Context: an optimization exercise on an open-source flow, tuned for small area and a short achievable clock period. The choices shown serve that exercise and are no tape-out recipe. Function was checked by simulation only, so behaviour that the tests miss may differ from the original.

Figure 1. Signal wires on met1.
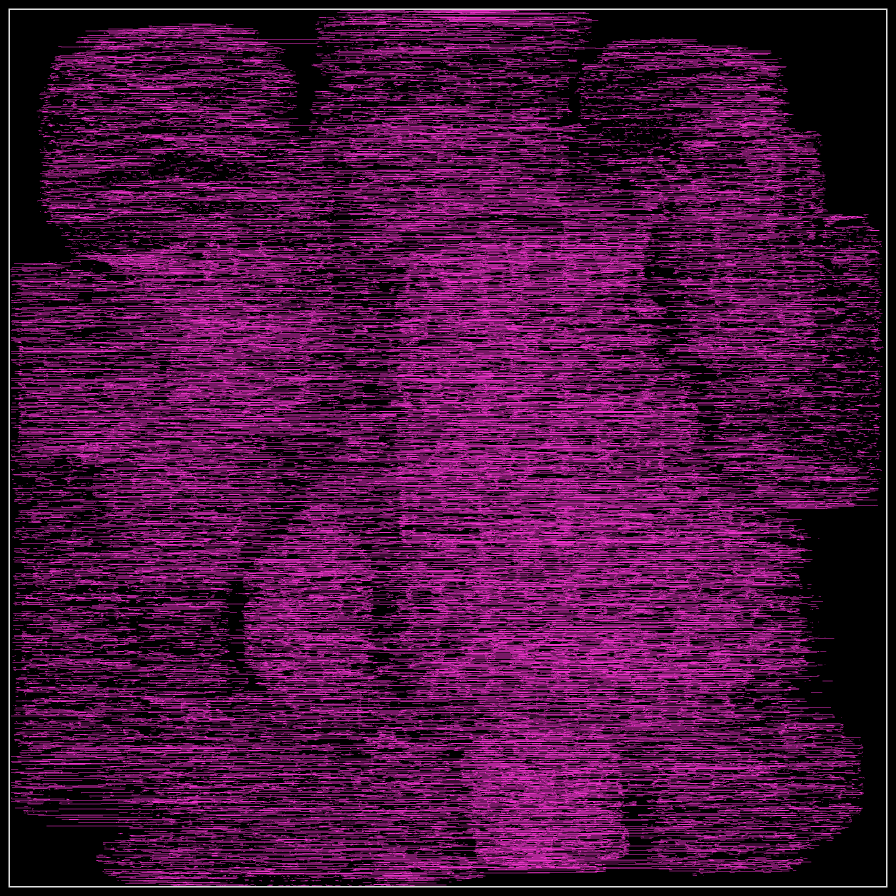
Figure 2. Sequential cells coloured by netlist name.
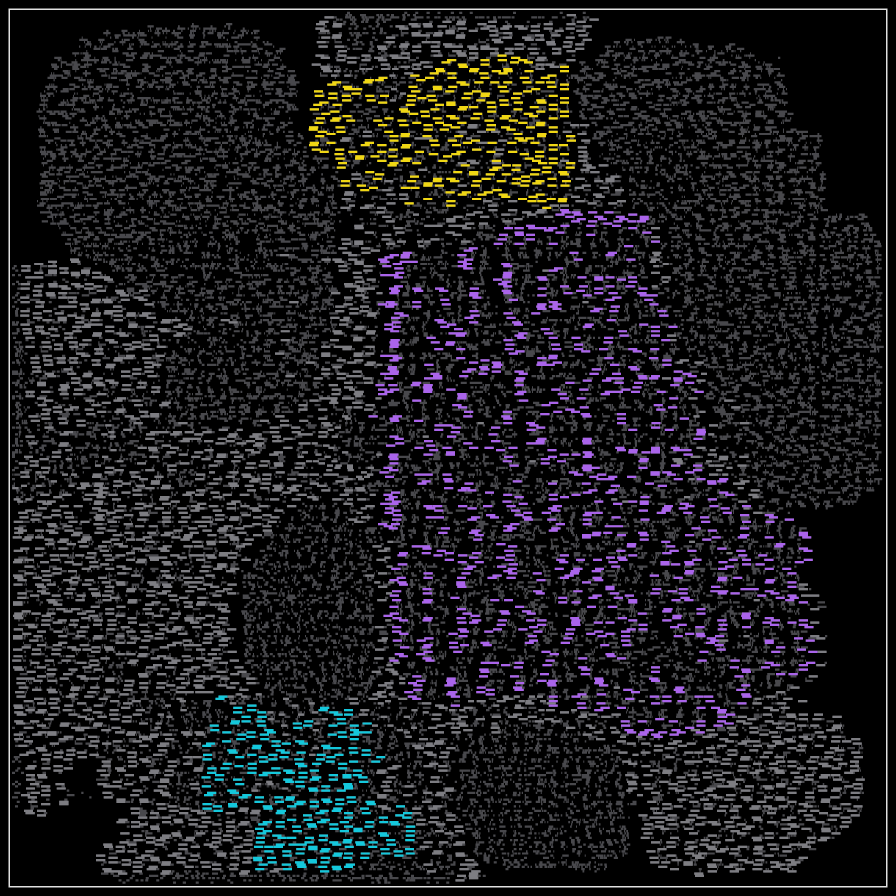
Figure 3. Full-chip view from the flow's report step.
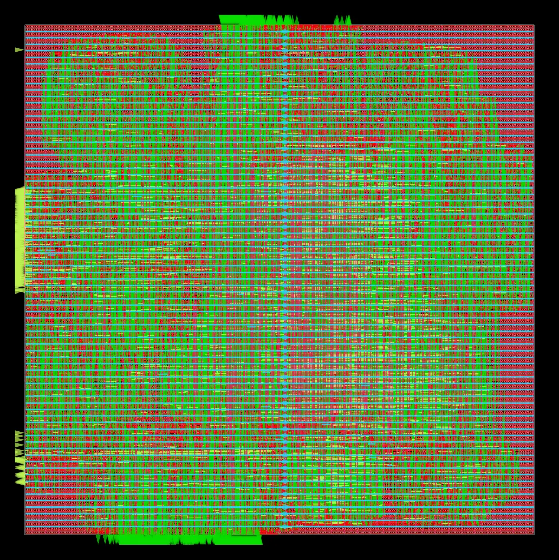
Figure 4. I/O pins on the die edge.
Scale: 0.5 px per µm. Pins as bars across the die edge, other pins in grey.
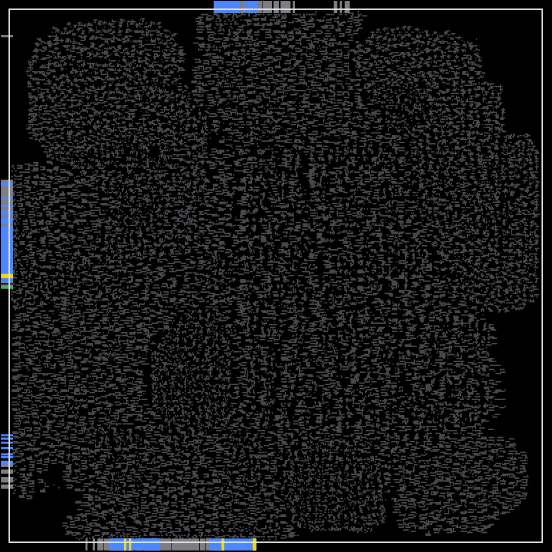
Figure 5. The clock tree on the layout.
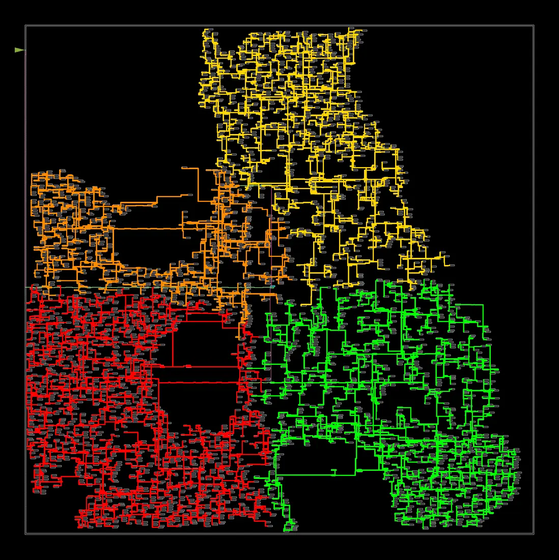
<file path="run.sh">
#!/bin/bash
# synth_recipe.tcl (not shown) runs the flow's synth.tcl, then flattens the netlist and writes it again
# the make line also repeats each setting of config.mk as NAME=value (left out here)
make -C /OpenROAD-flow-scripts/flow DESIGN_CONFIG=/design/flow/config.mk WORK_HOME=/design/flow/orfs CLKGATE_MAP_FILE= SYNTH_SCRIPT=/design/flow/synth_recipe.tcl finish
</file>
<file path="config.mk">
export PLATFORM = sky130hd
export DESIGN_NAME = pe_cluster
export DESIGN_NICKNAME = pe_cluster
export VERILOG_FILES = /design/flow/design.v
export SDC_FILE = /design/flow/constraint.sdc
export NUM_CORES = 4
export LEC_CHECK = 0
export CAP_MARGIN = 20
export CORE_MARGIN = 2
export CORE_UTILIZATION = 25
export PLACE_DENSITY = 0.3
export SLEW_MARGIN = 20
</file>
<file path="constraint.sdc">
create_clock -name core_clock -period 13.0 [get_ports {clk}]
set_input_delay 2.6000 -clock core_clock [delete_from_list [all_inputs] [get_ports {clk}]]
set_output_delay 2.6000 -clock core_clock [all_outputs]
set_load 0.01 [all_outputs]
</file>
<file path="design.v">
module fifo
#(
    parameter int DEPTH = 1,   
    parameter int WIDTH = 36   
) (
    input  logic clk,
    input  logic rst,
    input  logic             enqueue,
    input  logic [WIDTH-1:0] wdata,
    input  logic             dequeue,
    output logic [WIDTH-1:0] rdata,
    output logic             full,
    output logic             empty
);
localparam int PTR = DEPTH;
localparam int TDEPTH = 2 ** DEPTH;
logic [WIDTH-1:0] data [TDEPTH];
logic [PTR:0] head;
logic [PTR:0] tail;
always_ff @(posedge clk) begin
    if (rst) begin
        head <= '0;
        tail <= '0;
    end else begin
        if (enqueue & dequeue & (full | empty)) begin
            if (empty) begin
                data[tail[PTR-1:0]] <= wdata;
                tail <= tail + 1'b1;
            end else if (full) begin
                data[tail[PTR-1:0]] <= wdata;
                head <= head + 1'b1;
                tail <= tail + 1'b1;
            end
        end else begin
            if (enqueue & !full) begin
                data[tail[PTR-1:0]] <= wdata;
                tail <= tail + 1'b1;
            end
            if (dequeue & !empty) begin
                head <= head + 1'b1;
            end
        end
    end
end
always_comb begin
    full  = (head[PTR] ^ tail[PTR]) & (head[PTR-1:0] == tail[PTR-1:0]);
    empty = (head == tail);
    rdata = data[head[PTR-1:0]];
end
endmodule
module pe_alu
(
    input  logic [ 2:0] aluop,
    input  logic [31:0] a,
    input  logic [31:0] b,
    output logic [31:0] f
);
    logic signed [31:0] as;
    assign as = $signed(a);
    always_comb begin
        case (aluop)
            3'b000: f = a + b;                           
            3'b001: f = a << b[4:0];                     
            3'b010: f = $unsigned(as >>> b[4:0]);        
            3'b011: f = a - b;                           
            3'b100: f = a ^ b;                           
            3'b101: f = b;                               
            3'b110: f = a | b;                           
            default: f = a & b;                          
        endcase
    end
endmodule
module mul
(
    input  logic [31:0] a,
    input  logic [31:0] b,
    input  logic [ 2:0] mulop,
    output logic [31:0] f
);
    logic signed [32:0] op_a;
    logic signed [32:0] op_b;
    logic signed [65:0] result;
    always_comb begin
        case (mulop)
            3'b011: begin  
                op_a = $signed({1'b0, a});
                op_b = $signed({1'b0, b});
            end
            3'b010: begin  
                op_a = $signed({a[31], a});
                op_b = $signed({1'b0, b});
            end
            default: begin
                op_a = $signed({a[31], a});
                op_b = $signed({b[31], b});
            end
        endcase
        result = op_a * op_b;
    end
    assign f = (mulop == 3'b000) ? result[31:0] : result[63:32];
endmodule
module pe_fu
#(
    parameter int IS_MUL = 0
) (
    input  logic [31:0] a,
    input  logic [31:0] b,
    input  logic [ 2:0] op,
    output logic [31:0] f
);
    generate
        if (IS_MUL) begin : gen_fu_MUL
            mul multi (
                .a(a),
                .b(b),
                .mulop(op),
                .f(f)
            );
        end else begin : gen_fu_ALU
            pe_alu arith (
                .a(a),
                .b(b),
                .aluop(op),
                .f(f)
            );
        end
    endgenerate
endmodule
module pe_rf
(
    input  logic        clk,
    input  logic [3:0]  rf_we,
    input  logic [19:0] rd,      
    input  logic [127:0] rd_v,   
    input  logic [19:0] rs,      
    output logic [127:0] rs_v    
);
    logic [31:0] data [32];
    always_ff @(posedge clk) begin
        for (int p = 0; p < 4; p++) begin
            if (rf_we[p]) begin
                data[p*8 + rd[p*5 +: 3]] <= rd_v[p*32 +: 32];
            end
        end
        for (int i = 0; i < 4; i++) begin
            rs_v[i*32 +: 32] <= data[rs[i*5 +: 5]];
        end
    end
endmodule
module pe_action_table
(
    input  logic        clk,
    input  logic        write_en,
    input  logic [22:0] w_entry,
    input  logic [3:0]  pid,
    output logic [22:0] entry
);
    logic [22:0] entries [2:15];
    always_ff @(posedge clk) begin
        if (write_en && (pid[3:1] != 3'd0)) begin
            entries[pid] <= w_entry;
        end
    end
    assign entry = (pid[3:1] != 3'd0) ? entries[pid] : 23'd0;
endmodule
module pe_packet_arb
#(
    parameter int PORTS = 4
) (
    input  logic             clk,
    input  logic             rst,
    input  logic [PORTS-1:0] fifo_empty,
    input  logic             stall,
    output logic [2:0]       selector,
    output logic             valid
);
    logic [2:0] last_req;
    logic [2:0] next_req;
    logic       valid_enable;
    always_comb begin
        valid_enable = 1'b0;
        next_req = last_req;
        for (int offset = 1; offset <= PORTS; offset++) begin
            if (!fifo_empty[(32'(last_req) + offset) % PORTS] && !valid_enable) begin
                next_req = 3'((32'(last_req) + offset) % PORTS);
                valid_enable = 1'b1;
            end
        end
    end
    always_ff @(posedge clk) begin
        if (rst) begin
            last_req <= 3'd0;
        end else if (!stall && valid_enable) begin
            last_req <= next_req;
        end
    end
    assign selector = next_req;
    assign valid = valid_enable;
endmodule
module pe
#(
    parameter int IS_MUL = 0,
    parameter int PORTS = 4,
    parameter logic [1:0] X_COORD = 2'b00,
    parameter logic [1:0] Y_COORD = 2'b00
) (
    input  logic clk,
    input  logic rst,
    input  logic [PORTS-1:0]    ingress_empty,
    input  logic [PORTS*36-1:0] ingress_rdata,
    output logic [PORTS-1:0]    ingress_deq,
    input  logic [PORTS-1:0]    egress_deq,
    output logic [PORTS-1:0]    egress_empty,
    output logic [PORTS*36-1:0] egress_rdata,
    output logic        rf_we,
    output logic [4:0]  rd,
    output logic [31:0] rd_v,
    output logic [4:0]  rs,
    input  logic [31:0] rs_v
);
    logic stall;
    logic [PORTS-1:0] egress_enq;
    logic [PORTS-1:0] egress_full;
    logic [35:0]      egress_wdata;
    genvar ind;
    generate
        for (ind = 0; ind < PORTS; ind++) begin : gen_PE_FIFOs
            fifo #(
                .DEPTH(1),
                .WIDTH(36)
            ) egress_fifo (
                .clk(clk),
                .rst(rst),
                .enqueue(egress_enq[ind]),
                .wdata  (egress_wdata),
                .dequeue(egress_deq[ind]),
                .rdata  (egress_rdata[ind*36 +: 36]),
                .full   (egress_full[ind]),
                .empty  (egress_empty[ind])
            );
        end
    endgenerate
    logic [2:0]  ingress_selector;
    logic        ingress_valid;
    logic [35:0] ingress_pkt;
    pe_packet_arb #(
        .PORTS(PORTS)
    ) u_pe_packet_arb (
        .clk       (clk),
        .rst       (rst),
        .fifo_empty(ingress_empty),
        .stall     (stall),
        .selector  (ingress_selector),
        .valid     (ingress_valid)
    );
    always_comb begin
        ingress_deq = '0;
        ingress_deq[ingress_selector] = ~stall & ingress_valid;
        ingress_pkt = ingress_rdata[ingress_selector*36 +: 36];
    end
    logic [3:0]  pkt_pid;
    logic [31:0] pkt_data;
    logic        xmatch, ymatch;
    logic        pat_write;
    logic [3:0]  pat_pid;
    logic [22:0] pat_entry;
    logic [22:0] spoofed_pat;
    logic [2:0]  spoofed_dest;
    logic        pkt_bypass;
    logic [22:0] pat_stage_ent;
    assign pkt_pid  = ingress_pkt[35:32];
    assign pkt_data = ingress_pkt[31:0];
    assign xmatch   = pkt_data[1:0] == X_COORD;
    assign ymatch   = pkt_data[3:2] == Y_COORD;
    assign pat_write = ingress_valid & (pkt_pid == 4'd0) & xmatch & ymatch;
    assign pat_pid   = pat_write ? pkt_data[7:4] : pkt_pid;
    pe_action_table u_pe_action_table (
        .clk     (clk),
        .write_en(pat_write),
        .w_entry (pkt_data[30:8]),
        .pid     (pat_pid),
        .entry   (pat_entry)
    );
    assign spoofed_dest = xmatch ? (ymatch ? 3'd7 : 3'd2) : 3'd3;
    assign spoofed_pat  = {1'b0, pkt_pid, 1'b0, xmatch & ymatch & (pkt_pid == 4'd1),
                           pkt_data[8:4], spoofed_dest, 5'd0, 3'd0};
    assign pkt_bypass    = (pkt_pid[3:1] == 3'd0);
    assign pat_stage_ent = pkt_bypass ? spoofed_pat : pat_entry;
    logic        ex_valid;
    logic [22:0] ex_ent;
    logic [31:0] ex_dat;
    logic        ex_bypass;
    always_ff @(posedge clk) begin
        if (rst) begin
            ex_valid <= 1'b0;
        end else if (!stall) begin
            ex_valid <= ingress_valid & !pat_write;
        end
        if (!rst && !stall) begin
            ex_ent    <= pat_stage_ent;
            ex_dat    <= pkt_data;
            ex_bypass <= pkt_bypass;
        end
    end
    logic        ex_src_imm, ex_imm_we, ex_rf_we;
    logic [3:0]  ex_resp_pid;
    logic [4:0]  ex_rd, ex_src;
    logic [2:0]  ex_dest, ex_op;
    assign ex_src_imm  = ex_ent[22];
    assign ex_resp_pid = ex_ent[21:18];
    assign ex_imm_we   = ex_ent[17];
    assign ex_rf_we    = ex_ent[16];
    assign ex_rd       = ex_ent[15:11];
    assign ex_dest     = ex_ent[10:8];
    assign ex_src      = ex_ent[7:3];
    assign ex_op       = ex_ent[2:0];
    logic [31:0] fu_data;
    logic [31:0] fu_out;
    logic        forward, skid_vld;
    logic [4:0]  skid_rd;
    logic [31:0] skid_val;
    assign rf_we = ex_valid & !stall & ex_rf_we;
    assign rd    = ex_rd;
    assign rd_v  = ex_bypass ? {{9{ex_dat[31]}}, ex_dat[31:9]} :
                   (ex_imm_we ? ex_dat : fu_data);
    assign rs    = stall ? ex_src : pat_entry[7:3];
    assign forward = skid_vld & (ex_src == skid_rd);
    pe_fu #(
        .IS_MUL(IS_MUL)
    ) func_unit (
        .a (ex_dat),
        .b (ex_src_imm ? {{27{ex_src[4]}}, ex_src} : (forward ? skid_val : rs_v)),
        .op(ex_op),
        .f (fu_data)
    );
    assign fu_out = ex_bypass ? ex_dat : fu_data;
    always_ff @(posedge clk) begin
        if (rst) begin
            skid_vld <= 1'b0;
        end else if (!stall) begin
            skid_vld <= ex_valid & ex_rf_we;
            if (ex_valid) begin
                skid_rd  <= ex_rd;
                skid_val <= rd_v;
            end
        end
    end
    logic eg_valid;
    assign eg_valid     = (ex_dest != 3'd7) & ex_valid;
    assign egress_wdata = {ex_resp_pid, fu_out};
    always_comb begin
        egress_enq = '0;
        stall = 1'b0;
        for (int i = 0; i < PORTS; i++) begin
            if (ex_dest == 3'(i)) begin
                egress_enq[i] = eg_valid & !egress_full[i];
                stall = eg_valid & egress_full[i];
            end
        end
    end
endmodule
module pe_cluster
(
    input  logic clk,
    input  logic rst,
    output logic [7:0]   ingress_deq,
    input  logic [7:0]   ingress_empty,
    input  logic [287:0] ingress_rdata,
    input  logic [7:0]   egress_deq,
    output logic [7:0]   egress_empty,
    output logic [287:0] egress_rdata
);
    logic [3:0]   a_in_empty, a_in_deq, a_eg_empty, a_eg_deq;
    logic [3:0]   b_in_empty, b_in_deq, b_eg_empty, b_eg_deq;
    logic [3:0]   c_in_empty, c_in_deq, c_eg_empty, c_eg_deq;
    logic [3:0]   d_in_empty, d_in_deq, d_eg_empty, d_eg_deq;
    logic [143:0] a_in_rdata, a_eg_rdata, b_in_rdata, b_eg_rdata;
    logic [143:0] c_in_rdata, c_eg_rdata, d_in_rdata, d_eg_rdata;
    logic [3:0]   rf_we;
    logic [19:0]  rd;
    logic [127:0] rd_v;
    logic [19:0]  rs;
    logic [127:0] rs_v;
    assign egress_empty = {d_eg_empty[3], b_eg_empty[3], a_eg_empty[1], c_eg_empty[1],
                           b_eg_empty[0], a_eg_empty[0], c_eg_empty[2], d_eg_empty[2]};
    assign egress_rdata = {d_eg_rdata[3*36 +: 36], b_eg_rdata[3*36 +: 36],
                           a_eg_rdata[1*36 +: 36], c_eg_rdata[1*36 +: 36],
                           b_eg_rdata[0*36 +: 36], a_eg_rdata[0*36 +: 36],
                           c_eg_rdata[2*36 +: 36], d_eg_rdata[2*36 +: 36]};
    assign ingress_deq  = {d_in_deq[3], b_in_deq[3], a_in_deq[1], c_in_deq[1],
                           b_in_deq[0], a_in_deq[0], c_in_deq[2], d_in_deq[2]};
    assign a_in_empty = {b_eg_empty[1], c_eg_empty[0], ingress_empty[5], ingress_empty[2]};
    assign a_in_rdata = {b_eg_rdata[1*36 +: 36], c_eg_rdata[0*36 +: 36],
                         ingress_rdata[5*36 +: 36], ingress_rdata[2*36 +: 36]};
    assign a_eg_deq   = {b_in_deq[1], c_in_deq[0], egress_deq[5], egress_deq[2]};
    assign b_in_empty = {ingress_empty[6], d_eg_empty[0], a_eg_empty[3], ingress_empty[3]};
    assign b_in_rdata = {ingress_rdata[6*36 +: 36], d_eg_rdata[0*36 +: 36],
                         a_eg_rdata[3*36 +: 36], ingress_rdata[3*36 +: 36]};
    assign b_eg_deq   = {egress_deq[6], d_in_deq[0], a_in_deq[3], egress_deq[3]};
    assign c_in_empty = {d_eg_empty[1], ingress_empty[1], ingress_empty[4], a_eg_empty[2]};
    assign c_in_rdata = {d_eg_rdata[1*36 +: 36], ingress_rdata[1*36 +: 36],
                         ingress_rdata[4*36 +: 36], a_eg_rdata[2*36 +: 36]};
    assign c_eg_deq   = {d_in_deq[1], egress_deq[1], egress_deq[4], a_in_deq[2]};
    assign d_in_empty = {ingress_empty[7], ingress_empty[0], c_eg_empty[3], b_eg_empty[2]};
    assign d_in_rdata = {ingress_rdata[7*36 +: 36], ingress_rdata[0*36 +: 36],
                         c_eg_rdata[3*36 +: 36], b_eg_rdata[2*36 +: 36]};
    assign d_eg_deq   = {egress_deq[7], egress_deq[0], c_in_deq[3], b_in_deq[2]};
    pe #(.IS_MUL(0), .PORTS(4), .X_COORD(2'b00), .Y_COORD(2'b00)) pe_a (
        .clk(clk), .rst(rst),
        .ingress_empty(a_in_empty), .ingress_rdata(a_in_rdata), .ingress_deq(a_in_deq),
        .egress_deq(a_eg_deq), .egress_empty(a_eg_empty), .egress_rdata(a_eg_rdata),
        .rf_we(rf_we[0]), .rd(rd[0*5 +: 5]), .rd_v(rd_v[0*32 +: 32]),
        .rs(rs[0*5 +: 5]), .rs_v(rs_v[0*32 +: 32])
    );
    pe #(.IS_MUL(1), .PORTS(4), .X_COORD(2'b01), .Y_COORD(2'b00)) pe_b (
        .clk(clk), .rst(rst),
        .ingress_empty(b_in_empty), .ingress_rdata(b_in_rdata), .ingress_deq(b_in_deq),
        .egress_deq(b_eg_deq), .egress_empty(b_eg_empty), .egress_rdata(b_eg_rdata),
        .rf_we(rf_we[1]), .rd(rd[1*5 +: 5]), .rd_v(rd_v[1*32 +: 32]),
        .rs(rs[1*5 +: 5]), .rs_v(rs_v[1*32 +: 32])
    );
    pe #(.IS_MUL(1), .PORTS(4), .X_COORD(2'b00), .Y_COORD(2'b01)) pe_c (
        .clk(clk), .rst(rst),
        .ingress_empty(c_in_empty), .ingress_rdata(c_in_rdata), .ingress_deq(c_in_deq),
        .egress_deq(c_eg_deq), .egress_empty(c_eg_empty), .egress_rdata(c_eg_rdata),
        .rf_we(rf_we[2]), .rd(rd[2*5 +: 5]), .rd_v(rd_v[2*32 +: 32]),
        .rs(rs[2*5 +: 5]), .rs_v(rs_v[2*32 +: 32])
    );
    pe #(.IS_MUL(0), .PORTS(4), .X_COORD(2'b01), .Y_COORD(2'b01)) pe_d (
        .clk(clk), .rst(rst),
        .ingress_empty(d_in_empty), .ingress_rdata(d_in_rdata), .ingress_deq(d_in_deq),
        .egress_deq(d_eg_deq), .egress_empty(d_eg_empty), .egress_rdata(d_eg_rdata),
        .rf_we(rf_we[3]), .rd(rd[3*5 +: 5]), .rd_v(rd_v[3*32 +: 32]),
        .rs(rs[3*5 +: 5]), .rs_v(rs_v[3*32 +: 32])
    );
    pe_rf u_pe_rf (
        .clk  (clk),
        .rf_we(rf_we),
        .rd   (rd),
        .rd_v (rd_v),
        .rs   (rs),
        .rs_v (rs_v)
    );
endmodule
</file>
==> key figures <==
Global route
  – Initial antenna violation count: 262
  – First-pass GRT wire length: 2080000 µm
  – GR Util met3: 0.0339
  – Tot GR Track Use: 0.269
  – Gr busiest metal: met2
  – Grt met2 use: 0.434
  – GRT Residual Overflow: 0

Drt
  – Pre-antenna DRT Iters: 6
  – Initial drt markers: 23141
  – ANT nets after route: 0
  – Metal-1 WL: 681000 µm
  – DRC: 0
  – Vias/cell: 5.13
  – Met2 WL post-DR: 721000 µm

Setup path
  – CP endpoint kind: flip-flop
  – Setup crit end: u_pe_rf.data[18][22]
  – Max FO, Critical Path: 26
  – R2R setup slack: 0.64 ns
  – CP Depth: 35
  – Required @ worst endpoint: 13.75 ns
  – Arrival @ worst endpoint: 13.11 ns
  – Critical R2R Capture: u_pe_rf.data[18][22]
  – Startpoint types: flip-flop
  – Max stage delay on crit path: 0.88 ns
  – Sum of buffers and inverters on the critical path: 6

Layout
  – Clkbuf count: 726
  – Commonest non-fill, non-tap cell in the layout: nand2_1
  – Clock Network Area Fraction: 0.0526
  – Fraction of area in multi-input gates: 0.446
  – Commonest non-fill, non-tap cells in the layout: nand2_1 (5415), edfxtp_1 (3836), inv_1 (2408)
  – Area taken by multi-input logic gates: 0.148 mm²
  – Share of cells above drive strength 1: 0.122
  – Final Non-Filler Cells: 43051
  – Fin area: 0.332 mm²
  – Non-clk buf share: 0.0534
  – Inverters: 2434
  – Area delta synth->final: 18.5%

STA
  – Max-slew violation count: 0
  – Final hold vios: 0
  – Final worst slack: 0.641 ns
  – # setup viols final: 0
  – Clk_skew: 0.159 ns
  – Total negative slack: 0 ns
  – Hold WS: 0.413 ns

Yosys
  – Main combinational cell family by area after synthesis: adder cells
  – Post-synth top cells: nand2_1 (5425), edfxtp_1 (3836), inv_1 (2413)
  – Post-synthesis mux area share: 0.0699
  – Synth top area cells: edfxtp_1 (41%), fa_1 (16%), nand2_1 (7.3%), mux2i_1 (4.2%), inv_1 (3.2%)
  – Syn Inst Count: 26657
  – Synthesized flop and latch total: 4064
  – Compound-Gate Fraction of Synth Area: 0.0973
  – Synth Cell Area: 0.280 mm²
  – Synth Area in Simple Gates: 0.146
  – EDFF count, synth: 3836

Placed design
  – Pre-CTS WS: 0.592 ns
  – Post-Place Cells: 41579
  – Dpl hpwl: 1170000 µm

Min path
  – Hold path depth: 0
  – Hold WC Path Type: flip-flop to flip-flop

Clock tree
  – Clock root buffer: clkbuf_16
  – Clock-pin slew on the worst setup and hold paths: 0.06 ns
  – Clock tree buffer depth: 5
  – Post-CTS sizing: 0
  – # hold bufs at CTS: 0

Floorplan
  – Initial core utilization: 0.250
  – Io pins: 610
  – Die area: 1.13 mm²

Run status
  – Status: no timing/DRC/antenna violations
About Figure 1:
longest straight run: 379 µm
main direction: horizontal
met1 usage: 0.363
vias: 220946
DRT Wirelength: 1560000 µm

About Figure 2:
| signal | colour | placed flops |
|---|---|---|
| `pe_a.u_pe_action_table.entries` | yellow | 322 |
| `pe_d.gen_PE_FIFOs.egress_fifo.data` | cyan | 288 |
| `u_pe_rf.data` | purple | 1024 |
not coloured: 2430
sequential share of cell area: 0.360

About Figure 3:
chip width: 1060 µm
Die Y: 1060 µm

About Figure 4:
| port | colour | pins | direction | edge |
|---|---|---|---|---|
| `ingress_rdata` | blue | 288 | input | 148 south, 81 west, 59 north |
| `ingress_deq` | yellow | 8 | output | 6 south, 2 west |
| `rst` | green | 1 | input | west |
all pins by edge: 297 south, 178 west, 135 north
PortBufs: 609

About Figure 5:
Sinks on Clock Net: 4064
num sequential: 4064
CTS H-tree lvls: 6

re-timing with driven ports:
The flow's constraints put no driver on any port. The routed layout listed below was extracted and timed again, unchanged, in two steps.
Step 1, drivers: a clkbuf_16 drives clk and a buf_2 each remaining input, both assumed.
Step 2 adds t to the input delays and takes it off the output delays; t is the mean of the earliest and latest rising clock arrival at the registers after step 1. Input paths then give back, and output paths get back, about the clock's delay inside the block.
a / b / c = ideal ports / drivers / drivers and shift; a / b = the first two.
shift t [ns]: 1.250
setup WS [ns]: 0.641 / 0.641 / 0.641
worst setup path at the end: register to register
worst register clock-pin slew, ns: 0.07 / 0.07
pins driven straight from the clock port: 1
After both steps setup and hold are still met in this run. The setup slack of this run moves by 0.000 ns with the drivers and by 0.000 ns with both steps.
